Context: an optimization exercise on an open-source flow, tuned for small area and a short achievable clock period. The choices shown serve that exercise and are no tape-out recipe.
At most, simulation tests tie the RTL to the original design; equivalence was not proved.
The series may have gaps, and a smaller design here may also do less where the tests do not look.
No functional check of the RTL was part of run 2.

==> design.v <==
`timescale 1ns / 1ps
module md5(
  input  clk,
  input  [0:63]  in_txt,
  output [0:127] hash,
  output [0:63] out_txt
);
localparam h0 = 32'h67452301;
localparam h1 = 32'hefcdab89;
localparam h2 = 32'h98badcfe;
localparam h3 = 32'h10325476;
reg [0:63] w_ori;
reg [0:63] w[0:63];
reg [0:31]    A0, A1, A2, A3, A4, A5, A6, A7, A8, A9, A10, A11, A12, A13, A14, A15, A16, A17, A18, A19, A20, A21, A22, A23, A24, A25, A26, A27, A28, A29, A30, A31, A32, A33, A34, A35, A36, A37, A38, A39, A40, A41, A42, A43, A44, A45, A46, A47, A48, A49, A50, A51, A52, A53, A54, A55, A56, A57, A58, A59, A60, A61, A62, A63;
reg [0:31]    B0, B1, B2, B3, B4, B5, B6, B7, B8, B9, B10, B11, B12, B13, B14, B15, B16, B17, B18, B19, B20, B21, B22, B23, B24, B25, B26, B27, B28, B29, B30, B31, B32, B33, B34, B35, B36, B37, B38, B39, B40, B41, B42, B43, B44, B45, B46, B47, B48, B49, B50, B51, B52, B53, B54, B55, B56, B57, B58, B59, B60, B61, B62, B63;
reg [0:31]    C0, C1, C2, C3, C4, C5, C6, C7, C8, C9, C10, C11, C12, C13, C14, C15, C16, C17, C18, C19, C20, C21, C22, C23, C24, C25, C26, C27, C28, C29, C30, C31, C32, C33, C34, C35, C36, C37, C38, C39, C40, C41, C42, C43, C44, C45, C46, C47, C48, C49, C50, C51, C52, C53, C54, C55, C56, C57, C58, C59, C60, C61, C62, C63;
reg [0:31]    D0, D1, D2, D3, D4, D5, D6, D7, D8, D9, D10, D11, D12, D13, D14, D15, D16, D17, D18, D19, D20, D21, D22, D23, D24, D25, D26, D27, D28, D29, D30, D31, D32, D33, D34, D35, D36, D37, D38, D39, D40, D41, D42, D43, D44, D45, D46, D47, D48, D49, D50, D51, D52, D53, D54, D55, D56, D57, D58, D59, D60, D61, D62, D63;
reg [0:127] hash_reg;
reg [0:63] out_reg;
assign hash = hash_reg;
assign out_txt = out_reg;
always @(posedge clk)begin
  w_ori <= {in_txt[24+:8], in_txt[16+:8], in_txt[ 8+:8], in_txt[ 0+:8],
            in_txt[56+:8], in_txt[48+:8], in_txt[40+:8], in_txt[32+:8]};
  hash_reg <= {A63[24+:8], A63[16+:8], A63[8+:8], A63[0+:8],
               B63[24+:8], B63[16+:8], B63[8+:8], B63[0+:8],
               C63[24+:8], C63[16+:8], C63[8+:8], C63[0+:8],
               D63[24+:8], D63[16+:8], D63[8+:8], D63[0+:8]};
  out_reg <= {w[63][24+:8], w[63][16+:8], w[63][8+:8], w[63][0+:8],
              w[63][56+:8], w[63][48+:8], w[63][40+:8], w[63][32+:8]};
  w[0] <= w_ori;
  B0 <= (((32'hd76aa478 + ((h1 & h2) | ((~h1) & h3)) + h0 + w_ori[0+:32]) <<  7) |
         ((32'hd76aa478 + ((h1 & h2) | ((~h1) & h3)) + h0 + w_ori[0+:32]) >> 25)) + h1;
  C1 <= B0;
  w[1] <= w[0];
  B1 <= (((32'he8c7b756 + ((B0 & h1) | ((~B0) & h2)) + h3 + w[0][32+:32]) << 12) |
         ((32'he8c7b756 + ((B0 & h1) | ((~B0) & h2)) + h3 + w[0][32+:32]) >> 20)) + B0;
  C2 <= B1;
  D2 <= C1;
  w[2] <= w[1];
  B2 <= (((32'h242070db + ((B1 & C1) | ((~B1) & h1)) + h2 + 32'h00000080) << 17) |
         ((32'h242070db + ((B1 & C1) | ((~B1) & h1)) + h2 + 32'h00000080) >> 15)) + B1;
  C3 <= B2;
  D3 <= C2;
  A3 <= D2;
  w[3] <= w[2];
  B3 <= (((32'hc1bdceee + ((B2 & C2) | ((~B2) & D2)) + h1) << 22) |
         ((32'hc1bdceee + ((B2 & C2) | ((~B2) & D2)) + h1) >> 10)) + B2;
  C4 <= B3;
  D4 <= C3;
  A4 <= D3;
  w[4] <= w[3];
  B4 <= (((32'hf57c0faf + ((B3 & C3) | ((~B3) & D3)) + A3) << 7) |
         ((32'hf57c0faf + ((B3 & C3) | ((~B3) & D3)) + A3) >> 25)) + B3;
  C5 <= B4;
  D5 <= C4;
  A5 <= D4;
  w[5] <= w[4];
  B5 <= (((32'h4787c62a + ((B4 & C4) | ((~B4) & D4)) + A4) << 12) |
         ((32'h4787c62a + ((B4 & C4) | ((~B4) & D4)) + A4) >> 20)) + B4;
  C6 <= B5;
  D6 <= C5;
  A6 <= D5;
  w[6] <= w[5];
  B6 <= (((32'ha8304613 + ((B5 & C5) | ((~B5) & D5)) + A5) << 17) |
         ((32'ha8304613 + ((B5 & C5) | ((~B5) & D5)) + A5) >> 15)) + B5;
  C7 <= B6;
  D7 <= C6;
  A7 <= D6;
  w[7] <= w[6];
  B7 <= (((32'hfd469501 + ((B6 & C6) | ((~B6) & D6)) + A6) << 22) |
         ((32'hfd469501 + ((B6 & C6) | ((~B6) & D6)) + A6) >> 10)) + B6;
  C8 <= B7;
  D8 <= C7;
  A8 <= D7;
  w[8] <= w[7];
  B8 <= (((32'h698098d8 + ((B7 & C7) | ((~B7) & D7)) + A7) << 7) |
         ((32'h698098d8  + ((B7 & C7) | ((~B7) & D7)) + A7) >> 25)) + B7;
  C9 <= B8;
  D9 <= C8;
  A9 <= D8;
  w[9] <= w[8];
  B9 <= (((32'h8b44f7af + ((B8 & C8) | ((~B8) & D8)) + A8) << 12) |
         ((32'h8b44f7af + ((B8 & C8) | ((~B8) & D8)) + A8) >> 20)) + B8;
  C10 <= B9;
  D10 <= C9;
  A10 <= D9;
  w[10] <= w[9];
  B10 <= (((32'hffff5bb1 + ((B9 & C9) | ((~B9) & D9)) + A9) << 17) |
          ((32'hffff5bb1 + ((B9 & C9) | ((~B9) & D9)) + A9) >> 15)) + B9;
  C11 <= B10;
  D11 <= C10;
  A11 <= D10;
  w[11] <= w[10];
  B11 <= (((32'h895cd7be + ((B10 & C10) | ((~B10) & D10)) + A10) << 22) |
          ((32'h895cd7be + ((B10 & C10) | ((~B10) & D10)) + A10) >> 10)) + B10;
  C12 <= B11;
  D12 <= C11;
  A12 <= D11;
  w[12] <= w[11];
  B12 <= (((32'h6b901122 + ((B11 & C11) | ((~B11) & D11)) + A11) << 7) |
          ((32'h6b901122 + ((B11 & C11) | ((~B11) & D11)) + A11) >> 25)) + B11;
  C13 <= B12;
  D13 <= C12;
  A13 <= D12;
  w[13] <= w[12];
  B13 <= (((32'hfd987193 + ((B12 & C12) | ((~B12) & D12)) + A12) << 12) |
          ((32'hfd987193 + ((B12 & C12) | ((~B12) & D12)) + A12) >> 20)) + B12;
  C14 <= B13;
  D14 <= C13;
  A14 <= D13;
  w[14] <= w[13];
  B14 <= (((32'ha679438e + ((B13 & C13) | ((~B13) & D13)) + A13 + 32'h00000040) << 17) |
          ((32'ha679438e + ((B13 & C13) | ((~B13) & D13)) + A13 + 32'h00000040) >> 15)) + B13;
  C15 <= B14;
  D15 <= C14;
  A15 <= D14;
  w[15] <= w[14];
  B15 <= (((32'h49b40821 + ((B14 & C14) | ((~B14) & D14)) + A14) << 22) |
          ((32'h49b40821 + ((B14 & C14) | ((~B14) & D14)) + A14) >> 10)) + B14;
  C16 <= B15;
  D16 <= C15;
  A16 <= D15;
  w[16] <= w[15];
  B16 <= (((32'hf61e2562 + ((D15 & B15) | ((~D15 )& C15)) + A15 + w[15][32+:32]) << 5) |
          ((32'hf61e2562 + ((D15 & B15) | ((~D15 )& C15)) + A15 + w[15][32+:32]) >> 27)) + B15;
  C17 <= B16;
  D17 <= C16;
  A17 <= D16;
  w[17] <= w[16];
  B17 <= (((32'hc040b340 + ((D16 & B16) | ((~D16) & C16)) + A16) << 9) |
          ((32'hc040b340 + ((D16 & B16) | ((~D16) & C16)) + A16) >> 23)) + B16;
  C18 <= B17;
  D18 <= C17;
  A18 <= D17;
  w[18] <= w[17];
  B18 <= (((32'h265e5a51 + ((D17 & B17) | ((~D17) & C17)) + A17) << 14) |
          ((32'h265e5a51 + ((D17 & B17) | ((~D17) & C17)) + A17) >> 18)) + B17;
  C19 <= B18;
  D19 <= C18;
  A19 <= D18;
  w[19] <= w[18];
  B19 <= (((32'he9b6c7aa + ((D18 & B18) | ((~D18) & C18)) + A18 + w[18][0+:32]) << 20) |
          ((32'he9b6c7aa + ((D18 & B18) | ((~D18) & C18)) + A18 + w[18][0+:32]) >> 12)) + B18;
  C20 <= B19;
  D20 <= C19;
  A20 <= D19;
  w[20] <= w[19];
  B20 <= (((32'hd62f105d + ((D19 & B19) | ((~D19) & C19)) + A19) << 5) |
          ((32'hd62f105d + ((D19 & B19) | ((~D19) & C19)) + A19) >> 27)) + B19;
  C21 <= B20;
  D21 <= C20;
  A21 <= D20;
  w[21] <= w[20];
  B21 <= (((32'h02441453 + ((D20 & B20) | ((~D20) & C20)) + A20) << 9) |
          ((32'h02441453 + ((D20 & B20) | ((~D20) & C20)) + A20) >> 23)) + B20;
  C22 <= B21;
  D22 <= C21;
  A22 <= D21;
  w[22] <= w[21];
  B22 <= (((32'hd8a1e681 + ((D21 & B21) | ((~D21) & C21)) + A21) << 14) |
          ((32'hd8a1e681 + ((D21 & B21) | ((~D21) & C21)) + A21) >> 18)) + B21;
  C23 <= B22;
  D23 <= C22;
  A23 <= D22;
  w[23] <= w[22];
  B23 <= (((32'he7d3fbc8 + ((D22 & B22) | ((~D22) & C22)) + A22) << 20) |
          ((32'he7d3fbc8 + ((D22 & B22) | ((~D22) & C22)) + A22) >> 12)) + B22;
  C24 <= B23;
  D24 <= C23;
  A24 <= D23;
  w[24] <= w[23];
  B24 <= (((32'h21e1cde6 + ((D23 & B23) | ((~D23) & C23)) + A23) << 5) |
          ((32'h21e1cde6 + ((D23 & B23) | ((~D23) & C23)) + A23) >> 27)) + B23;
  C25 <= B24;
  D25 <= C24;
  A25 <= D24;
  w[25] <= w[24];
  B25 <= (((32'hc33707d6 + ((D24 & B24) | ((~D24) & C24)) + A24 + 32'h00000040) << 9) |
          ((32'hc33707d6 + ((D24 & B24) | ((~D24) & C24)) + A24 + 32'h00000040) >> 23)) + B24;
  C26 <= B25;
  D26 <= C25;
  A26 <= D25;
  w[26] <= w[25];
  B26 <= (((32'hf4d50d87 + ((D25 & B25) | ((~D25) & C25)) + A25) << 14) |
          ((32'hf4d50d87 + ((D25 & B25) | ((~D25) & C25)) + A25) >> 18)) + B25;
  C27 <= B26;
  D27 <= C26;
  A27 <= D26;
  w[27] <= w[26];
  B27 <= (((32'h455a14ed + ((D26 & B26) | ((~D26) & C26)) + A26) << 20) |
          ((32'h455a14ed + ((D26 & B26) | ((~D26) & C26)) + A26) >> 12)) + B26;
  C28 <= B27;
  D28 <= C27;
  A28 <= D27;
  w[28] <= w[27];
  B28 <= (((32'ha9e3e905 + ((D27 & B27) | ((~D27) & C27)) + A27) << 5) |
          ((32'ha9e3e905 + ((D27 & B27) | ((~D27) & C27)) + A27) >> 27)) + B27;
  C29 <= B28;
  D29 <= C28;
  A29 <= D28;
  w[29] <= w[28];
  B29 <= (((32'hfcefa3f8 + ((D28 & B28) | ((~D28) & C28)) + A28 + 32'h00000080) << 9) |
          ((32'hfcefa3f8 + ((D28 & B28) | ((~D28) & C28)) + A28 + 32'h00000080) >> 23)) + B28;
  C30 <= B29;
  D30 <= C29;
  A30 <= D29;
  w[30] <= w[29];
  B30 <= (((32'h676f02d9 + ((D29 & B29) | ((~D29) & C29)) + A29) << 14) |
          ((32'h676f02d9 + ((D29 & B29) | ((~D29) & C29)) + A29) >> 18)) + B29;
  C31 <= B30;
  D31 <= C30;
  A31 <= D30;
  w[31] <= w[30];
  B31 <= (((32'h8d2a4c8a + ((D30 & B30) | ((~D30) & C30)) + A30) << 20) |
          ((32'h8d2a4c8a + ((D30 & B30) | ((~D30) & C30)) + A30) >> 12)) + B30;
  C32 <= B31;
  D32 <= C31;
  A32 <= D31;
  w[32] <= w[31];
  B32 <= (((32'hfffa3942 + (B31 ^ C31 ^ D31) + A31) << 4) |
          ((32'hfffa3942 + (B31 ^ C31 ^ D31) + A31) >> 28)) + B31;
  C33 <= B32;
  D33 <= C32;
  A33 <= D32;
  w[33] <= w[32];
  B33 <= (((32'h8771f681 + (B32 ^ C32 ^ D32) + A32) << 11) |
          ((32'h8771f681 + (B32 ^ C32 ^ D32) + A32) >> 21)) + B32;
  C34 <= B33;
  D34 <= C33;
  A34 <= D33;
  w[34] <= w[33];
  B34 <= (((32'h6d9d6122 + (B33 ^ C33 ^ D33) + A33) << 16) |
          ((32'h6d9d6122 + (B33 ^ C33 ^ D33) + A33) >> 16)) + B33;
  C35 <= B34;
  D35 <= C34;
  A35 <= D34;
  w[35] <= w[34];
  B35 <= (((32'hfde5380c + (B34 ^ C34 ^ D34) + A34 + 32'h00000040) << 23) |
          ((32'hfde5380c + (B34 ^ C34 ^ D34) + A34 + 32'h00000040) >> 9)) + B34;
  C36 <= B35;
  D36 <= C35;
  A36 <= D35;
  w[36] <= w[35];
  B36 <= (((32'ha4beea44 + (B35 ^ C35 ^ D35) + A35 + w[35][32+:32]) << 4) |
          ((32'ha4beea44 + (B35 ^ C35 ^ D35) + A35 + w[35][32+:32]) >> 28)) + B35;
  C37 <= B36;
  D37 <= C36;
  A37 <= D36;
  w[37] <= w[36];
  B37 <= (((32'h4bdecfa9 + (B36 ^ C36 ^ D36) + A36) << 11) |
          ((32'h4bdecfa9 + (B36 ^ C36 ^ D36) + A36) >> 21)) + B36;
  C38 <= B37;
  D38 <= C37;
  A38 <= D37;
  w[38] <= w[37];
  B38 <= (((32'hf6bb4b60 + (B37 ^ C37 ^ D37) + A37) << 16) |
          ((32'hf6bb4b60 + (B37 ^ C37 ^ D37) + A37) >> 16)) + B37;
  C39 <= B38;
  D39 <= C38;
  A39 <= D38;
  w[39] <= w[38];
  B39 <= (((32'hbebfbc70 + (B38 ^ C38 ^ D38) + A38) << 23) |
          ((32'hbebfbc70 + (B38 ^ C38 ^ D38) + A38) >> 9)) + B38;
  C40 <= B39;
  D40 <= C39;
  A40 <= D39;
  w[40] <= w[39];
  B40 <= (((32'h289b7ec6 + (B39 ^ C39 ^ D39) + A39) << 4) |
          ((32'h289b7ec6 + (B39 ^ C39 ^ D39) + A39) >> 28)) + B39;
  C41 <= B40;
  D41 <= C40;
  A41 <= D40;
  w[41] <= w[40];
  B41 <= (((32'heaa127fa + (B40 ^ C40 ^ D40) + A40 + w[40][0+:32]) << 11) |
          ((32'heaa127fa + (B40 ^ C40 ^ D40) + A40 + w[40][0+:32]) >> 21)) + B40;
  C42 <= B41;
  D42 <= C41;
  A42 <= D41;
  w[42] <= w[41];
  B42 <= (((32'hd4ef3085 + (B41 ^ C41 ^ D41) + A41) << 16) |
          ((32'hd4ef3085 + (B41 ^ C41 ^ D41) + A41) >> 16)) + B41;
  C43 <= B42;
  D43 <= C42;
  A43 <= D42;
  w[43] <= w[42];
  B43 <= (((32'h04881d05 + (B42 ^ C42 ^ D42) + A42) << 23) |
          ((32'h04881d05 + (B42 ^ C42 ^ D42) + A42) >> 9)) + B42;
  C44 <= B43;
  D44 <= C43;
  A44 <= D43;
  w[44] <= w[43];
  B44 <= (((32'hd9d4d039 + (B43 ^ C43 ^ D43) + A43) << 4) |
          ((32'hd9d4d039 + (B43 ^ C43 ^ D43) + A43) >> 28)) + B43;
  C45 <= B44;
  D45 <= C44;
  A45 <= D44;
  w[45] <= w[44];
  B45 <= (((32'he6db99e5 + (B44 ^ C44 ^ D44) + A44) << 11) |
          ((32'he6db99e5 + (B44 ^ C44 ^ D44) + A44) >> 21)) + B44;
  C46 <= B45;
  D46 <= C45;
  A46 <= D45;
  w[46] <= w[45];
  B46 <= (((32'h1fa27cf8 + (B45 ^ C45 ^ D45) + A45) << 16) |
          ((32'h1fa27cf8 + (B45 ^ C45 ^ D45) + A45) >> 16)) + B45;
  C47 <= B46;
  D47 <= C46;
  A47 <= D46;
  w[47] <= w[46];
  B47 <= (((32'hc4ac5665 + (B46 ^ C46 ^ D46) + A46 + 32'h00000080) << 23) |
          ((32'hc4ac5665 + (B46 ^ C46 ^ D46) + A46 + 32'h00000080) >> 9)) + B46;
  C48 <= B47;
  D48 <= C47;
  A48 <= D47;
  w[48] <= w[47];
  B48 <= (((32'hf4292244 + (C47 ^ (B47 | (~D47))) + A47 + w[47][0+:32]) << 6) |
          ((32'hf4292244 + (C47 ^ (B47 | (~D47))) + A47 + w[47][0+:32]) >> 26)) + B47;
  C49 <= B48;
  D49 <= C48;
  A49 <= D48;
  w[49] <= w[48];
  B49 <= (((32'h432aff97 + (C48 ^ (B48 | (~D48))) + A48) << 10) |
          ((32'h432aff97 + (C48 ^ (B48 | (~D48))) + A48) >> 22)) + B48;
  C50 <= B49;
  D50 <= C49;
  A50 <= D49;
  w[50] <= w[49];
  B50 <= (((32'hab9423a7 + (C49 ^ (B49 | (~D49))) + A49 + 32'h00000040) << 15) |
          ((32'hab9423a7 + (C49 ^ (B49 | (~D49))) + A49 + 32'h00000040) >> 17)) + B49;
  C51 <= B50;
  D51 <= C50;
  A51 <= D50;
  w[51] <= w[50];
  B51 <= (((32'hfc93a039 + (C50 ^ (B50 | (~D50))) + A50) << 21) |
          ((32'hfc93a039 + (C50 ^ (B50 | (~D50))) + A50) >> 11)) + B50;
  C52 <= B51;
  D52 <= C51;
  A52 <= D51;
  w[52] <= w[51];
  B52 <= (((32'h655b59c3 + (C51 ^ (B51 | (~D51))) + A51) << 6) |
          ((32'h655b59c3 + (C51 ^ (B51 | (~D51))) + A51) >> 26)) + B51;
  C53 <= B52;
  D53 <= C52;
  A53 <= D52;
  w[53] <= w[52];
  B53 <= (((32'h8f0ccc92 + (C52 ^ (B52 | (~D52))) + A52) << 10) |
          ((32'h8f0ccc92 + (C52 ^ (B52 | (~D52))) + A52) >> 22)) + B52;
  C54 <= B53;
  D54 <= C53;
  A54 <= D53;
  w[54] <= w[53];
  B54 <= (((32'hffeff47d + (C53 ^ (B53 | (~D53))) + A53) << 15) |
          ((32'hffeff47d + (C53 ^ (B53 | (~D53))) + A53) >> 17)) + B53;
  C55 <= B54;
  D55 <= C54;
  A55 <= D54;
  w[55] <= w[54];
  B55 <= (((32'h85845dd1 + (C54 ^ (B54 | (~D54))) + A54 + w[54][32+:32]) << 21) |
          ((32'h85845dd1 + (C54 ^ (B54 | (~D54))) + A54 + w[54][32+:32]) >> 11)) + B54;
  C56 <= B55;
  D56 <= C55;
  A56 <= D55;
  w[56] <= w[55];
  B56 <= (((32'h6fa87e4f + (C55 ^ (B55 | (~D55))) + A55) << 6) |
          ((32'h6fa87e4f + (C55 ^ (B55 | (~D55))) + A55) >> 26)) + B55;
  C57 <= B56;
  D57 <= C56;
  A57 <= D56;
  w[57] <= w[56];
  B57 <= (((32'hfe2ce6e0 + (C56 ^ (B56 | (~D56))) + A56) << 10) |
          ((32'hfe2ce6e0 + (C56 ^ (B56 | (~D56))) + A56) >> 22)) + B56;
  C58 <= B57;
  D58 <= C57;
  A58 <= D57;
  w[58] <= w[57];
  B58 <= (((32'ha3014314 + (C57 ^ (B57 | (~D57))) + A57) << 15) |
          ((32'ha3014314 + (C57 ^ (B57 | (~D57))) + A57) >> 17)) + B57;
  C59 <= B58;
  D59 <= C58;
  A59 <= D58;
  w[59] <= w[58];
  B59 <= (((32'h4e0811a1 + (C58 ^ (B58 | (~D58))) + A58) << 21) |
          ((32'h4e0811a1 + (C58 ^ (B58 | (~D58))) + A58) >> 11)) + B58;
  C60 <= B59;
  D60 <= C59;
  A60 <= D59;
  w[60] <= w[59];
  B60 <= (((32'hf7537e82 + (C59 ^ (B59 | (~D59))) + A59) << 6) |
          ((32'hf7537e82 + (C59 ^ (B59 | (~D59))) + A59) >> 26)) + B59;
  C61 <= B60;
  D61 <= C60;
  A61 <= D60;
  w[61] <= w[60];
  B61 <= (((32'hbd3af235 + (C60 ^ (B60 | (~D60))) + A60) << 10) |
          ((32'hbd3af235 + (C60 ^ (B60 | (~D60))) + A60) >> 22)) + B60;
  C62 <= B61;
  D62 <= C61;
  A62 <= D61;
  w[62] <= w[61];
  B62 <= (((32'h2ad7d2bb + (C61 ^ (B61 | (~D61))) + A61 + 32'h00000080) << 15) |
          ((32'h2ad7d2bb + (C61 ^ (B61 | (~D61))) + A61 + 32'h00000080) >> 17)) + B61;
  w[63] <= w[62];
  B63 <= (((32'heb86d391 + (C62 ^ (B62 | (~D62))) + A62) << 21) |
          ((32'heb86d391 + (C62 ^ (B62 | (~D62))) + A62) >> 11)) + B62 + h1;
  A63 <= D62 + h0;
  C63 <= B62 + h2;
  D63 <= C62 + h3;
end
endmodule
`timescale 1ns / 1ps
module md5_pipe(
  input          clk,
  input          rst,
  input          in_valid,
  input  [0:63]  in_txt,
  output         out_valid,
  output [0:127] hash,
  output [0:63]  out_txt
);
localparam LAT = 66;
reg [LAT-1:0] vld;
always @(posedge clk) begin
  if (rst) vld <= {LAT{1'b0}};
  else     vld <= {vld[LAT-2:0], in_valid};
end
assign out_valid = vld[LAT-1];
md5 m0(
  .clk(clk),
  .in_txt(in_txt),
  .hash(hash),
  .out_txt(out_txt)
);
endmodule
==> run.sh <==
#!/bin/bash
# synth_recipe.tcl (not shown) runs the flow's synth.tcl, then flattens the netlist and writes it again
# the make line also repeats each setting of config.mk as NAME=value (left out here)
make -C /OpenROAD-flow-scripts/flow DESIGN_CONFIG=/design/flow/config.mk WORK_HOME=/design/flow/orfs CLKGATE_MAP_FILE= SYNTH_SCRIPT=/design/flow/synth_recipe.tcl finish
==> config.mk <==
export PLATFORM = sky130hd
export DESIGN_NAME = md5_pipe
export DESIGN_NICKNAME = md5_pipe
export VERILOG_FILES = /design/flow/design.v
export SDC_FILE = /design/flow/constraint.sdc
export NUM_CORES = 8
export LEC_CHECK = 0
export CAP_MARGIN = 20
export CORE_MARGIN = 2
export CORE_UTILIZATION = 40
export SLEW_MARGIN = 20
==> constraint.sdc <==
create_clock -name core_clock -period 7.5 [get_ports {clk}]
set_input_delay 1.5000 -clock core_clock [delete_from_list [all_inputs] [get_ports {clk}]]
set_output_delay 1.5000 -clock core_clock [all_outputs]
set_load 0.01 [all_outputs]
Figure 1. Pin map (run 1).
Pins as bars across the die edge, other pins in gray.
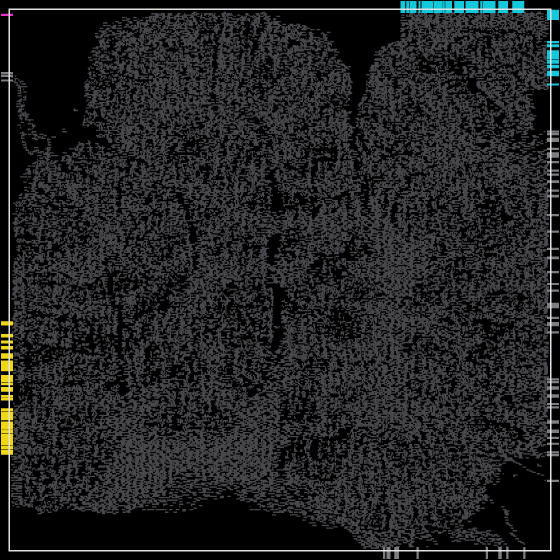
Key: `in_txt` = yellow [pins 64, direction input, edge west]; `hash` = cyan [pins 128, direction output, edge 97 north, 31 east]; `clk` = magenta [pins 1, direction input, edge west]
All pins by edge: 97 north, 82 east, 68 west, 13 south.

Figure 2. The metal 3 layer (run 1).
Cells faint in the background.
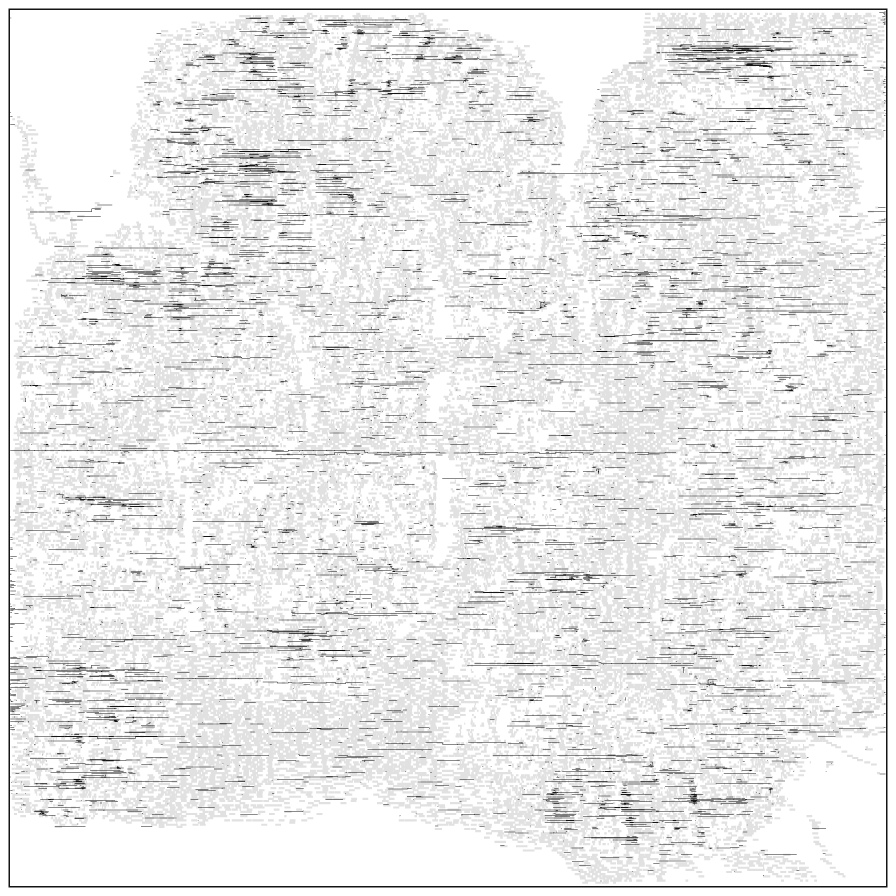
The layer holds 4.2% of the routed length. The longest straight run is 212 um. The wires run mostly horizontal. The layer carries 64.2 mm of wire.

Figure 3. Nets reached from selected ports (run 1).
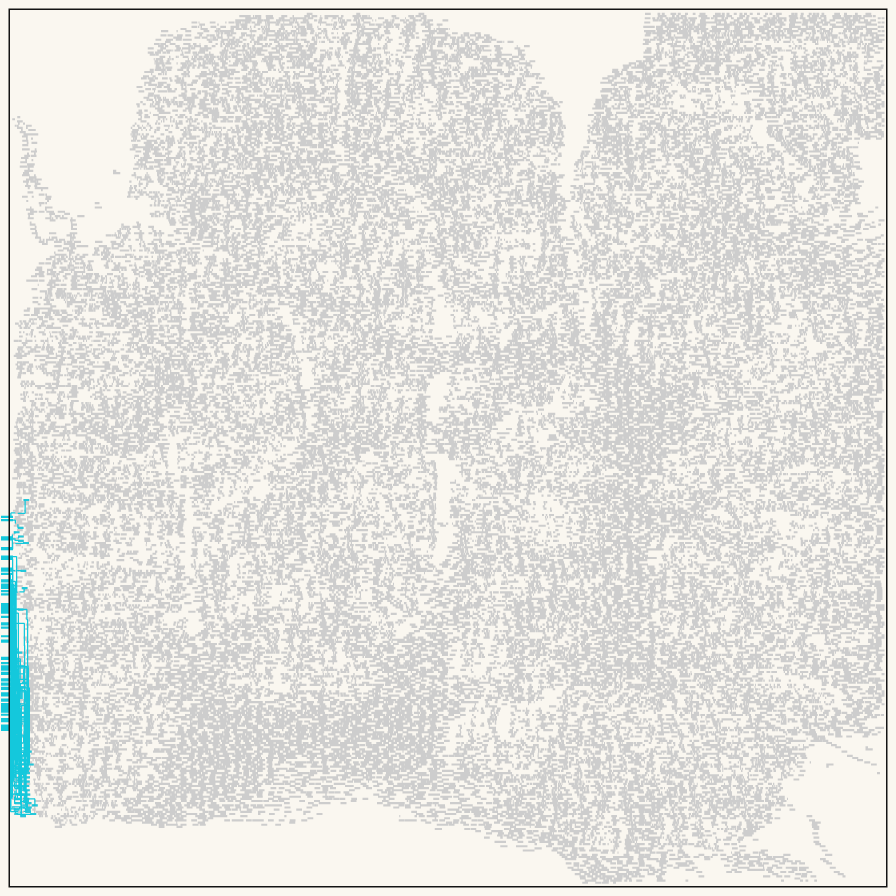
Key: `in_txt` = cyan [bits 64, direction input, end cells 64, buffers 64, wire 8,220 um]

Figure 4. Clock wiring as the flow saved it (run 1).
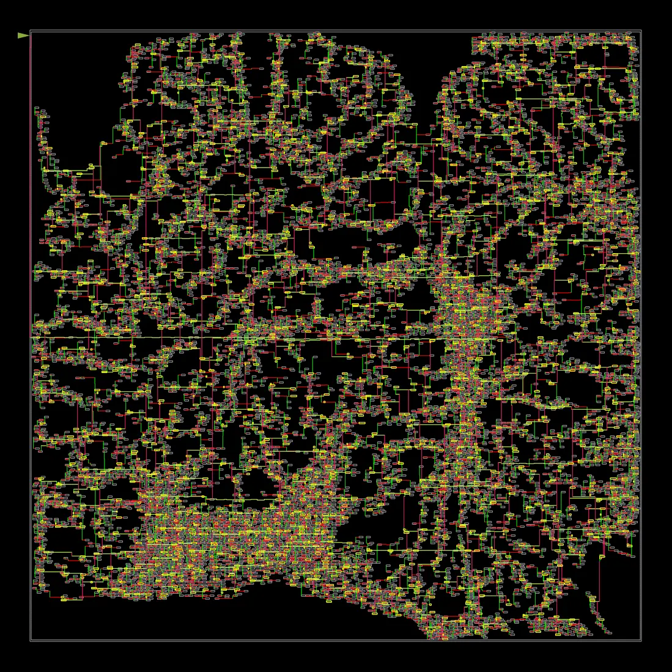
clock buffer count: 1,808
Sinks on Clock Net: 12,400
clock latency (worst-skew pair): 1.32 ns

==> results by group, run 1 <==
Floorplan
  • Row count: 405
  • Core area: 1.22 mm^2

Layout
  • Layout Nets: 53,100
  • Seq/total area: 0.439
  • # diodes: 68
  • Commonest non-fill, non-tap cell in the layout: dfxtp_1
  • Fin area: 0.566 mm^2
  • Most frequent cells in the layout: 12,400 x dfxtp_1, 5,684 x ha_1, 4,115 x inv_1
  • #MultiIn Comb: 27,800

Clock network
  • H-tree level count: 7
  • Clock tree buffer depth: 6

STA
  • Min Hold Slack: about 0.24 ns
  • Unrepaired setup endpoints after global routing: yes
  • Max_slew headroom: 0.181
  • Fin crit period: approximately 7.3 ns
  • Fmax: 137 MHz
  • Hold Vio Cnt, Final: 0

Detailed routing
  • Met3 WL: 64,200 um
  • Antenna-violating nets left: 0
  • DRC Markers: 0
  • Initial DRC count: 21,800
  • WL met2: 719,000 um
  • WL/cell: between 20 and 25 um

Synthesis
  • Fraction of synthesized cell area in xor and xnor cells: 0.0927
  • Yosys cell types: 96
  • Simple-gate share of the synthesized area: 0.0736
  • YS warnings: 3
  • Post-Syn Instances: 44,400
  • Synth Area in Compound Gates: 0.112

Setup path
  • Critical Path Stages: 31
  • Worst reg2reg path endpoint: m0.B40[1]$_DFF_P_
  • FF-to-FF setup slack: 0.22 ns
  • CP Max Fanout: 3
  • Top delay family on crit path: compound AO/OA/AOI/OAI gates
  • Buffers & Inverters on Critical Path: 2

GRT
  • Total track usage: 0.239
  • Final global-route overflow total: 0
  • Met2 global-route usage: 0.413
  • Met1 Usage GRT: 0.302
  • First-pass GRT wire length: 2,170,000 um
  • Most Crowded Layer GR: met2
  • Largest net degree at the start of global routing: 67

Worst hold path
  • Hold Path Class: flop to flop
  • Critical hold path startpoint: m0.C23[17]$_DFF_P_

Outcome
  • Outcome: timing/DRC/antenna clean

Placed design
  • Pre-CTS WS: -0.333 ns
run 1: worst reg2reg max path, delay by kind of cell, from the launching register on:
family | cells | cell delay [ns]
buffers and inverters | 2 | 0.25
AND/OR/NAND/NOR | 2 | 0.79
flip-flops | 1 | 0.33
adder cells (fa/ha/maj) | 4 | 1.08
AO/OA/AOI/OAI | 21 | 4.38
XOR/XNOR | 2 | 0.38
run 1: synth_stat cells (all sizes together) (309+ instances only):
master  instances  area share
dfxtp       12400        0.51
ha           5692        0.15
inv          4117       0.032
xnor2        3968       0.071
a21oi        2721       0.028
nor2         2016       0.016
o21ai        1404       0.014
a21o         1254       0.019
nand2        1246      0.0096
xor2         1190       0.021
nand2b        736      0.0094
nor2b         731      0.0094
nor3          642      0.0066
nand3         565      0.0058
o21a          533      0.0082
o21bai        515      0.0079
mux2i         503       0.010
mux2          442       0.010
and3          365      0.0047
fa            309       0.013
run 1: timing repair:
action / in CTS / in global routing
pin swaps: 3 / 157
setup buffers: 0 / 33
setup endpoints to repair: 47 / 289
resized for setup: 58 / 459
Figure 5. Power grid (run 1).
Pins as bars on the die edge.
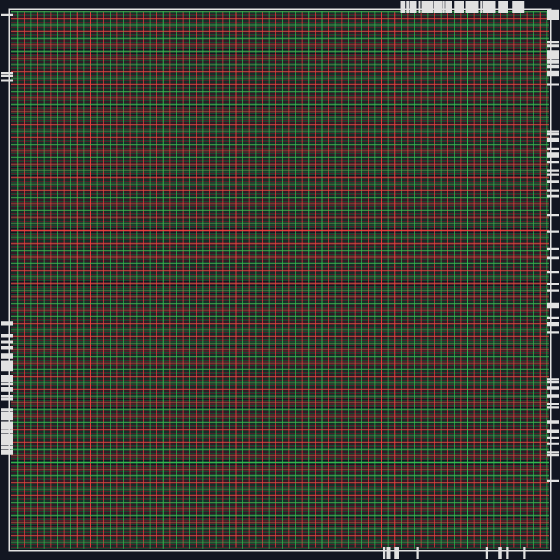

## Run 2: large edit since run 1, in outline
design.v: 434 -> 20414 lines; modules unchanged: 0
  md5: edited, 409 -> 908 lines
  md5_rnd0: new, 308 lines
  md5_rnd1: new, 294 lines
  md5_rnd2: new, 298 lines
  md5_rnd3: new, 297 lines
  md5_rnd4: new, 310 lines
  md5_rnd5: new, 298 lines
  md5_rnd6: new, 302 lines
  md5_rnd7: new, 298 lines
  md5_rnd8: new, 310 lines
  md5_rnd9: new, 298 lines
  md5_rnd10: new, 302 lines
  md5_rnd11: new, 298 lines
  md5_rnd12: new, 310 lines
  md5_rnd13: new, 298 lines
  md5_rnd14: new, 302 lines
  md5_rnd15: new, 299 lines
  md5_rnd16: new, 318 lines
  md5_rnd17: new, 302 lines
  md5_rnd18: new, 299 lines
  md5_rnd19: new, 298 lines
  md5_rnd20: new, 318 lines
  md5_rnd21: new, 302 lines
  md5_rnd22: new, 298 lines
  md5_rnd23: new, 298 lines
  md5_rnd24: new, 318 lines
  md5_rnd25: new, 302 lines
  md5_rnd26: new, 298 lines
  md5_rnd27: new, 298 lines
  md5_rnd28: new, 318 lines
  and 36 more new or edited modules
==> module md5_rnd4 as of run 2 <==
module md5_rnd4(
  input  [31:0] b,
  input  [31:0] c,
  input  [31:0] d,
  input  [31:0] t,
  output [31:0] x,
  output [31:0] tn
);
wire [31:0] f = ((b & c) | (~b & d));
wire [31:0] bb = b;
wire [31:0] tt = t;
wire [31:0] u = {tt[24:0], tt[31:25]};
wire [31:0] v = {f[24:0], f[31:25]};
wire [31:0] s0 = bb ^ u ^ v;
wire [31:0] c0 = (bb & u) | (bb & v) | (u & v);
wire [31:0] tg = tt & f;
wire [31:0] tp = tt ^ f;
wire k_1 = tg[1] | (tp[1] & tg[0]);
wire k_2 = tp[1] & tp[0];
wire k_3 = tg[3] | (tp[3] & tg[2]);
wire k_4 = tp[3] & tp[2];
wire k_5 = tg[2] | (tp[2] & k_1);
wire k_6 = tp[2] & k_2;
wire k_7 = k_3 | (k_4 & k_1);
wire k_8 = k_4 & k_2;
wire k_9 = tg[5] | (tp[5] & tg[4]);
wire k_10 = tp[5] & tp[4];
wire k_11 = tg[6] | (tp[6] & k_9);
wire k_12 = tp[6] & k_10;
wire k_13 = tg[4] | (tp[4] & k_7);
wire k_14 = tp[4] & k_8;
wire k_15 = k_9 | (k_10 & k_7);
wire k_16 = k_10 & k_8;
wire k_17 = k_11 | (k_12 & k_7);
wire k_18 = k_12 & k_8;
wire k_19 = tg[8] | (tp[8] & tg[7]);
wire k_20 = tp[8] & tp[7];
wire k_21 = tg[9] | (tp[9] & k_19);
wire k_22 = tp[9] & k_20;
wire k_23 = tg[11] | (tp[11] & tg[10]);
wire k_24 = tp[11] & tp[10];
wire k_25 = tg[12] | (tp[12] & k_23);
wire k_26 = tp[12] & k_24;
wire k_27 = tg[10] | (tp[10] & k_21);
wire k_28 = tp[10] & k_22;
wire k_29 = k_23 | (k_24 & k_21);
wire k_30 = k_24 & k_22;
wire k_31 = k_25 | (k_26 & k_21);
wire k_32 = k_26 & k_22;
wire k_33 = tg[7] | (tp[7] & k_17);
wire k_34 = tp[7] & k_18;
wire k_35 = k_19 | (k_20 & k_17);
wire k_36 = k_20 & k_18;
wire k_37 = k_21 | (k_22 & k_17);
wire k_38 = k_22 & k_18;
wire k_39 = k_27 | (k_28 & k_17);
wire k_40 = k_28 & k_18;
wire k_41 = k_29 | (k_30 & k_17);
wire k_42 = k_30 & k_18;
wire k_43 = k_31 | (k_32 & k_17);
wire k_44 = k_32 & k_18;
wire k_45 = tg[14] | (tp[14] & tg[13]);
wire k_46 = tp[14] & tp[13];
wire k_47 = tg[15] | (tp[15] & k_45);
wire k_48 = tp[15] & k_46;
wire k_49 = tg[17] | (tp[17] & tg[16]);
wire k_50 = tp[17] & tp[16];
wire k_51 = tg[18] | (tp[18] & k_49);
wire k_52 = tp[18] & k_50;
wire k_53 = tg[16] | (tp[16] & k_47);
wire k_54 = tp[16] & k_48;
wire k_55 = k_49 | (k_50 & k_47);
wire k_56 = k_50 & k_48;
wire k_57 = k_51 | (k_52 & k_47);
wire k_58 = k_52 & k_48;
wire k_59 = tg[20] | (tp[20] & tg[19]);
wire k_60 = tp[20] & tp[19];
wire k_61 = tg[21] | (tp[21] & k_59);
wire k_62 = tp[21] & k_60;
wire k_63 = tg[23] | (tp[23] & tg[22]);
wire k_64 = tp[23] & tp[22];
wire k_65 = tg[24] | (tp[24] & k_63);
wire k_66 = tp[24] & k_64;
wire k_67 = tg[22] | (tp[22] & k_61);
wire k_68 = tp[22] & k_62;
wire k_69 = k_63 | (k_64 & k_61);
wire k_70 = k_64 & k_62;
wire k_71 = k_65 | (k_66 & k_61);
wire k_72 = k_66 & k_62;
wire k_73 = tg[19] | (tp[19] & k_57);
wire k_74 = tp[19] & k_58;
wire k_75 = k_59 | (k_60 & k_57);
wire k_76 = k_60 & k_58;
wire k_77 = k_61 | (k_62 & k_57);
wire k_78 = k_62 & k_58;
wire k_79 = k_67 | (k_68 & k_57);
wire k_80 = k_68 & k_58;
wire k_81 = k_69 | (k_70 & k_57);
wire k_82 = k_70 & k_58;
wire k_83 = k_71 | (k_72 & k_57);
wire k_84 = k_72 & k_58;
wire k_85 = tg[13] | (tp[13] & k_43);
wire k_86 = tp[13] & k_44;
wire k_87 = k_45 | (k_46 & k_43);
wire k_88 = k_46 & k_44;
wire k_89 = k_47 | (k_48 & k_43);
wire k_90 = k_48 & k_44;
wire k_91 = k_53 | (k_54 & k_43);
wire k_92 = k_54 & k_44;
wire k_93 = k_55 | (k_56 & k_43);
wire k_94 = k_56 & k_44;
wire k_95 = k_57 | (k_58 & k_43);
wire k_96 = k_58 & k_44;
wire k_97 = k_73 | (k_74 & k_43);
wire k_98 = k_74 & k_44;
wire k_99 = k_75 | (k_76 & k_43);
wire k_100 = k_76 & k_44;
wire k_101 = k_77 | (k_78 & k_43);
wire k_102 = k_78 & k_44;
wire k_103 = k_79 | (k_80 & k_43);
wire k_104 = k_80 & k_44;
wire k_105 = k_81 | (k_82 & k_43);
wire k_106 = k_82 & k_44;
wire k_107 = k_83 | (k_84 & k_43);
wire k_108 = k_84 & k_44;
wire k_109 = tg[26] | (tp[26] & tg[25]);
wire k_110 = tp[26] & tp[25];
wire k_111 = tg[28] | (tp[28] & tg[27]);
wire k_112 = tp[28] & tp[27];
wire k_113 = tg[27] | (tp[27] & k_109);
wire k_114 = tp[27] & k_110;
wire k_115 = k_111 | (k_112 & k_109);
wire k_116 = k_112 & k_110;
wire k_117 = tg[30] | (tp[30] & tg[29]);
wire k_118 = tp[30] & tp[29];
wire k_119 = tg[31] | (tp[31] & k_117);
wire k_120 = tp[31] & k_118;
wire k_121 = tg[29] | (tp[29] & k_115);
wire k_122 = tp[29] & k_116;
wire k_123 = k_117 | (k_118 & k_115);
wire k_124 = k_118 & k_116;
wire k_125 = k_119 | (k_120 & k_115);
wire k_126 = k_120 & k_116;
wire c1 = k_107;
wire c2 = k_125 | (k_126 & c1);
wire [31:0] cc = {c0[30:7], 1'b0, c0[5:0], 1'b0};
wire [31:0] ag = s0 & cc;
wire [31:0] ap = s0 ^ cc;
wire l_1 = ag[1] | (ap[1] & ag[0]);
wire l_2 = ap[1] & ap[0];
wire l_3 = ag[3] | (ap[3] & ag[2]);
wire l_4 = ap[3] & ap[2];
wire l_5 = ag[2] | (ap[2] & l_1);
wire l_6 = ap[2] & l_2;
wire l_7 = l_3 | (l_4 & l_1);
wire l_8 = l_4 & l_2;
wire l_9 = ag[5] | (ap[5] & ag[4]);
wire l_10 = ap[5] & ap[4];
wire l_11 = ag[6] | (ap[6] & l_9);
wire l_12 = ap[6] & l_10;
wire l_13 = ag[4] | (ap[4] & l_7);
wire l_14 = ap[4] & l_8;
wire l_15 = l_9 | (l_10 & l_7);
wire l_16 = l_10 & l_8;
wire l_17 = l_11 | (l_12 & l_7);
wire l_18 = l_12 & l_8;
wire cl = l_17 | (l_18 & c1);
wire ch = c0[6] ^ cl ^ c2;
wire h_1 = ag[8] | (ap[8] & ag[7]);
wire h_2 = ap[8] & ap[7];
wire h_3 = ag[10] | (ap[10] & ag[9]);
wire h_4 = ap[10] & ap[9];
wire h_5 = ag[9] | (ap[9] & h_1);
wire h_6 = ap[9] & h_2;
wire h_7 = h_3 | (h_4 & h_1);
wire h_8 = h_4 & h_2;
wire h_9 = ag[12] | (ap[12] & ag[11]);
wire h_10 = ap[12] & ap[11];
wire h_11 = ag[13] | (ap[13] & h_9);
wire h_12 = ap[13] & h_10;
wire h_13 = ag[11] | (ap[11] & h_7);
wire h_14 = ap[11] & h_8;
wire h_15 = h_9 | (h_10 & h_7);
wire h_16 = h_10 & h_8;
wire h_17 = h_11 | (h_12 & h_7);
wire h_18 = h_12 & h_8;
wire h_19 = ag[15] | (ap[15] & ag[14]);
wire h_20 = ap[15] & ap[14];
wire h_21 = ag[16] | (ap[16] & h_19);
wire h_22 = ap[16] & h_20;
wire h_23 = ag[18] | (ap[18] & ag[17]);
wire h_24 = ap[18] & ap[17];
wire h_25 = ag[19] | (ap[19] & h_23);
wire h_26 = ap[19] & h_24;
wire h_27 = ag[17] | (ap[17] & h_21);
wire h_28 = ap[17] & h_22;
wire h_29 = h_23 | (h_24 & h_21);
wire h_30 = h_24 & h_22;
wire h_31 = h_25 | (h_26 & h_21);
wire h_32 = h_26 & h_22;
wire h_33 = ag[14] | (ap[14] & h_17);
wire h_34 = ap[14] & h_18;
wire h_35 = h_19 | (h_20 & h_17);
wire h_36 = h_20 & h_18;
wire h_37 = h_21 | (h_22 & h_17);
wire h_38 = h_22 & h_18;
wire h_39 = h_27 | (h_28 & h_17);
wire h_40 = h_28 & h_18;
wire h_41 = h_29 | (h_30 & h_17);
wire h_42 = h_30 & h_18;
wire h_43 = h_31 | (h_32 & h_17);
wire h_44 = h_32 & h_18;
wire h_45 = ag[21] | (ap[21] & ag[20]);
wire h_46 = ap[21] & ap[20];
wire h_47 = ag[22] | (ap[22] & h_45);
wire h_48 = ap[22] & h_46;
wire h_49 = ag[24] | (ap[24] & ag[23]);
wire h_50 = ap[24] & ap[23];
wire h_51 = ag[25] | (ap[25] & h_49);
wire h_52 = ap[25] & h_50;
wire h_53 = ag[23] | (ap[23] & h_47);
wire h_54 = ap[23] & h_48;
wire h_55 = h_49 | (h_50 & h_47);
wire h_56 = h_50 & h_48;
wire h_57 = h_51 | (h_52 & h_47);
wire h_58 = h_52 & h_48;
wire h_59 = ag[27] | (ap[27] & ag[26]);
wire h_60 = ap[27] & ap[26];
wire h_61 = ag[28] | (ap[28] & h_59);
wire h_62 = ap[28] & h_60;
wire h_63 = ag[30] | (ap[30] & ag[29]);
wire h_64 = ap[30] & ap[29];
wire h_65 = ag[31] | (ap[31] & h_63);
wire h_66 = ap[31] & h_64;
wire h_67 = ag[29] | (ap[29] & h_61);
wire h_68 = ap[29] & h_62;
wire h_69 = h_63 | (h_64 & h_61);
wire h_70 = h_64 & h_62;
wire h_71 = h_65 | (h_66 & h_61);
wire h_72 = h_66 & h_62;
wire h_73 = ag[26] | (ap[26] & h_57);
wire h_74 = ap[26] & h_58;
wire h_75 = h_59 | (h_60 & h_57);
wire h_76 = h_60 & h_58;
wire h_77 = h_61 | (h_62 & h_57);
wire h_78 = h_62 & h_58;
wire h_79 = h_67 | (h_68 & h_57);
wire h_80 = h_68 & h_58;
wire h_81 = h_69 | (h_70 & h_57);
wire h_82 = h_70 & h_58;
wire h_83 = h_71 | (h_72 & h_57);
wire h_84 = h_72 & h_58;
wire h_85 = ag[20] | (ap[20] & h_43);
wire h_86 = ap[20] & h_44;
wire h_87 = h_45 | (h_46 & h_43);
wire h_88 = h_46 & h_44;
wire h_89 = h_47 | (h_48 & h_43);
wire h_90 = h_48 & h_44;
wire h_91 = h_53 | (h_54 & h_43);
wire h_92 = h_54 & h_44;
wire h_93 = h_55 | (h_56 & h_43);
wire h_94 = h_56 & h_44;
wire h_95 = h_57 | (h_58 & h_43);
wire h_96 = h_58 & h_44;
wire h_97 = h_73 | (h_74 & h_43);
wire h_98 = h_74 & h_44;
wire h_99 = h_75 | (h_76 & h_43);
wire h_100 = h_76 & h_44;
wire h_101 = h_77 | (h_78 & h_43);
wire h_102 = h_78 & h_44;
wire h_103 = h_79 | (h_80 & h_43);
wire h_104 = h_80 & h_44;
wire h_105 = h_81 | (h_82 & h_43);
wire h_106 = h_82 & h_44;
wire h_107 = h_83 | (h_84 & h_43);
wire h_108 = h_84 & h_44;
assign x[0] = ap[0] ^ c1;
assign x[1] = ap[1] ^ (ag[0] | (ap[0] & c1));
assign x[2] = ap[2] ^ (l_1 | (l_2 & c1));
assign x[3] = ap[3] ^ (l_5 | (l_6 & c1));
assign x[4] = ap[4] ^ (l_7 | (l_8 & c1));
assign x[5] = ap[5] ^ (l_13 | (l_14 & c1));
assign x[6] = ap[6] ^ (l_15 | (l_16 & c1));
assign x[7] = ap[7] ^ ch;
assign x[8] = ap[8] ^ (ag[7] | (ap[7] & ch));
assign x[9] = ap[9] ^ (h_1 | (h_2 & ch));
assign x[10] = ap[10] ^ (h_5 | (h_6 & ch));
assign x[11] = ap[11] ^ (h_7 | (h_8 & ch));
assign x[12] = ap[12] ^ (h_13 | (h_14 & ch));
assign x[13] = ap[13] ^ (h_15 | (h_16 & ch));
assign x[14] = ap[14] ^ (h_17 | (h_18 & ch));
assign x[15] = ap[15] ^ (h_33 | (h_34 & ch));
assign x[16] = ap[16] ^ (h_35 | (h_36 & ch));
assign x[17] = ap[17] ^ (h_37 | (h_38 & ch));
assign x[18] = ap[18] ^ (h_39 | (h_40 & ch));
assign x[19] = ap[19] ^ (h_41 | (h_42 & ch));
assign x[20] = ap[20] ^ (h_43 | (h_44 & ch));
assign x[21] = ap[21] ^ (h_85 | (h_86 & ch));
assign x[22] = ap[22] ^ (h_87 | (h_88 & ch));
assign x[23] = ap[23] ^ (h_89 | (h_90 & ch));
assign x[24] = ap[24] ^ (h_91 | (h_92 & ch));
assign x[25] = ap[25] ^ (h_93 | (h_94 & ch));
assign x[26] = ap[26] ^ (h_95 | (h_96 & ch));
assign x[27] = ap[27] ^ (h_97 | (h_98 & ch));
assign x[28] = ap[28] ^ (h_99 | (h_100 & ch));
assign x[29] = ap[29] ^ (h_101 | (h_102 & ch));
assign x[30] = ap[30] ^ (h_103 | (h_104 & ch));
assign x[31] = ap[31] ^ (h_105 | (h_106 & ch));
assign tn = d + 32'h4787c62a;
endmodule
==> module md5_pipe as of run 2 <==
module md5_pipe(
  input          clk,
  input          rst,
  input          in_valid,
  input  [0:63]  in_txt,
  output         out_valid,
  output [0:127] hash,
  output [0:63]  out_txt
);
localparam LAT = 65;
reg [LAT-1:0] vld;
always @(posedge clk) begin
  if (rst) vld <= {LAT{1'b0}};
  else     vld <= {vld[LAT-2:0], in_valid};
end
assign out_valid = vld[LAT-1];
md5 m0(
  .clk(clk),
  .in_txt(in_txt),
  .hash(hash),
  .out_txt(out_txt)
);
endmodule
--- a/config.mk
+++ b/config.mk
@@ -9,3 +9,5 @@
 export CORE_MARGIN = 2
 export CORE_UTILIZATION = 40
+export SETUP_SLACK_MARGIN = 4.0
 export SLEW_MARGIN = 20
+export SYNTH_HIERARCHICAL = 1
Figure 6. Power grid (run 2).
Pins as bars on the die edge.
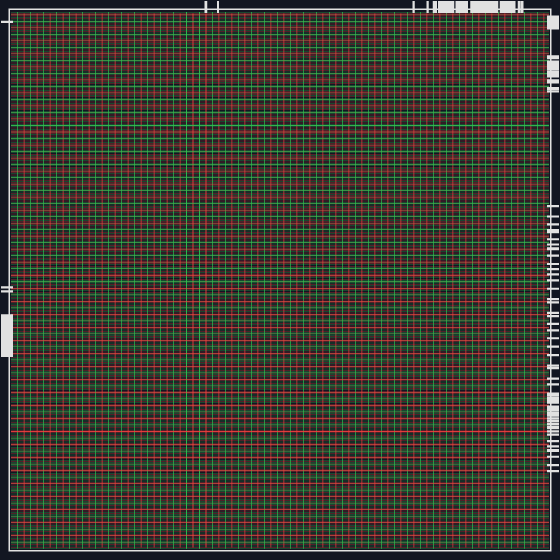
Key: VSS = green; VDD = red
82 straps on met5. The core has 412 rows. 82 straps on met4.
die span in x: 1130 um

==> results by group, run 2 <==
STA
  • Fmax: 241 MHz (+75%)
  • Fin crit period: 4.15 ns (-3.13 ns)
  • Hold Vio Cnt, Final: 0 (unchanged)
  • Min Hold Slack: 0.250 ns (+0.00836 ns)

Detailed routing
  • Antenna-violating nets left: 0 (unchanged)
  • Initial DRC count: 22,800 (+4.5%)
  • WL met2: 863,000 um (+20%)
  • WL/cell: 26.6 um (+13%)
  • DRC Markers: 0 (unchanged)
  • Met3 WL: 87,500 um (+36%)

Placed design
  • Pre-CTS WS: 2.58 ns (+2.91 ns)

GRT
  • Final global-route overflow total: 0 (unchanged)
  • Met2 global-route usage: 0.469 (+0.0559)
  • Most Crowded Layer GR: met2
  • Met1 Usage GRT: 0.336 (+0.0336)
  • Total track usage: 0.271 (+0.0313)

Floorplan
  • Core area: 1.26 mm^2 (+3.6%)
  • Row count: 412 (+1.7%)

Setup path
  • CP Max Fanout: 4 (+1)
  • Critical Path Stages: 15 (-52%)
  • Top delay family on crit path: compound AO/OA/AOI/OAI gates

Layout
  • Commonest non-fill, non-tap cell in the layout: dfxtp_1
  • Layout Nets: 55,400 (+4.4%)
  • Most frequent cells in the layout: 10,100 x dfxtp_1, 5,802 x inv_1, 3,653 x ha_1

Worst hold path
  • Critical hold path startpoint: m0.msg[12][1]$_DFF_P_

Synthesis
  • Top-area cell type share of the netlist area: 0.491 (-0.0194)
  • YS warnings: 9 (+6)
  • Post-Syn Instances: 45,300 (+2.1%)
  • Most numerous cell in the Yosys netlist: dfxtp_1
  • Largest area contributor in the synthesized netlist: dfxtp_1

Outcome
  • Outcome: timing/DRC/antenna clean

Clock network
  • H-tree level count: 7 (unchanged)
  • # resized after CTS: 6,900 (+12000%)
  • Clock latency (worst-skew pair): 1.35 ns (+0.03 ns)
Figure 7. The metal 3 layer (run 2).
Drawn at 0.5 px/um. Cells faint in the background.
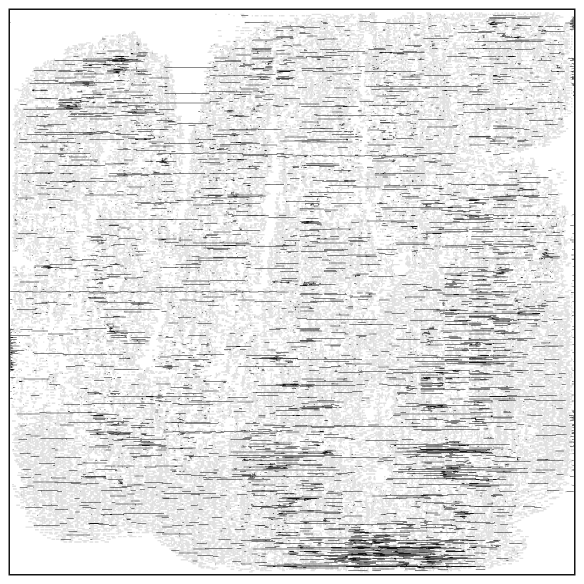
The layer carries 87.5 mm of wire. The longest straight run is 350 um.
final WL: 1,780,000 um
met3 usage: 0.0365
Vias: 337,000

-- run 2: cell count changes after synthesis, sizes merged, moves of 396 or more --
cell and delta:
a21o -510, xnor2 -727, fa +1581, nand2 +845
nand2b -418, xor2 +607, ha -1341, mux2i -396
a21oi -903, inv +2101, mux2 +407
-- run 2: worst paths after layout --
path                           end  slack [ns]
max           m0.x55_0[31]$_DFF_P_        3.35
min          m0.msg[13][1]$_DFF_P_        0.25
min reg2reg  m0.msg[13][1]$_DFF_P_        0.25
max reg2reg   m0.x55_0[31]$_DFF_P_        3.35
-- run 2: kinds of logic after synthesis --
family,share of synthesized area
mux,0.0214
xor+xnor,0.0897
compound gates,0.0894
simple gates,0.0784
flops,0.491
fa+ha+maj,0.183
buf+inv,0.0478
-- run 2: area by class of cell --
type,instances,area (um^2)
inverter,6218,23700
clock inverter,579,7340
clock buffer,1778,38100
sequential,12400,253000
antenna,178,445
timing repair buffer,2570,22400
multi-input combinational,26600,269000
tap,16800,21000
fill,111000,624000

## what the ideal ports hide
How much do the figures lean on ideal ports? The routed layouts below were timed once more, with nothing changed but the port constraints.
Step 1: set_driving_cell puts a clkbuf_16 on clk and a buf_2 on each other input, an assumption about the parent block.
Step 2 moves the port delays by t, midway between the first and last clock arrival at a register: inputs arrive t later, outputs are due t later. That takes back most of the time a late clock gives input paths.
a / b / c = ideal / step 1 / step 2; a / b = the first two.
run	t (ns)	slack for setup (ns)	clock arrival spread, ns	slew at the worst register clock pin (ns)
run 1	1.412	0.218 / 0.218 / 0.218	0.152 / 0.152	0.07 / 0.07
run 2	1.450	3.349 / 3.349 / 2.855	0.118 / 0.118	0.07 / 0.07
After both steps every run listed still meets setup and hold. The setup slack of run 2, which loses most, moves by 0.000 ns with the drivers and by -0.494 ns with both steps.
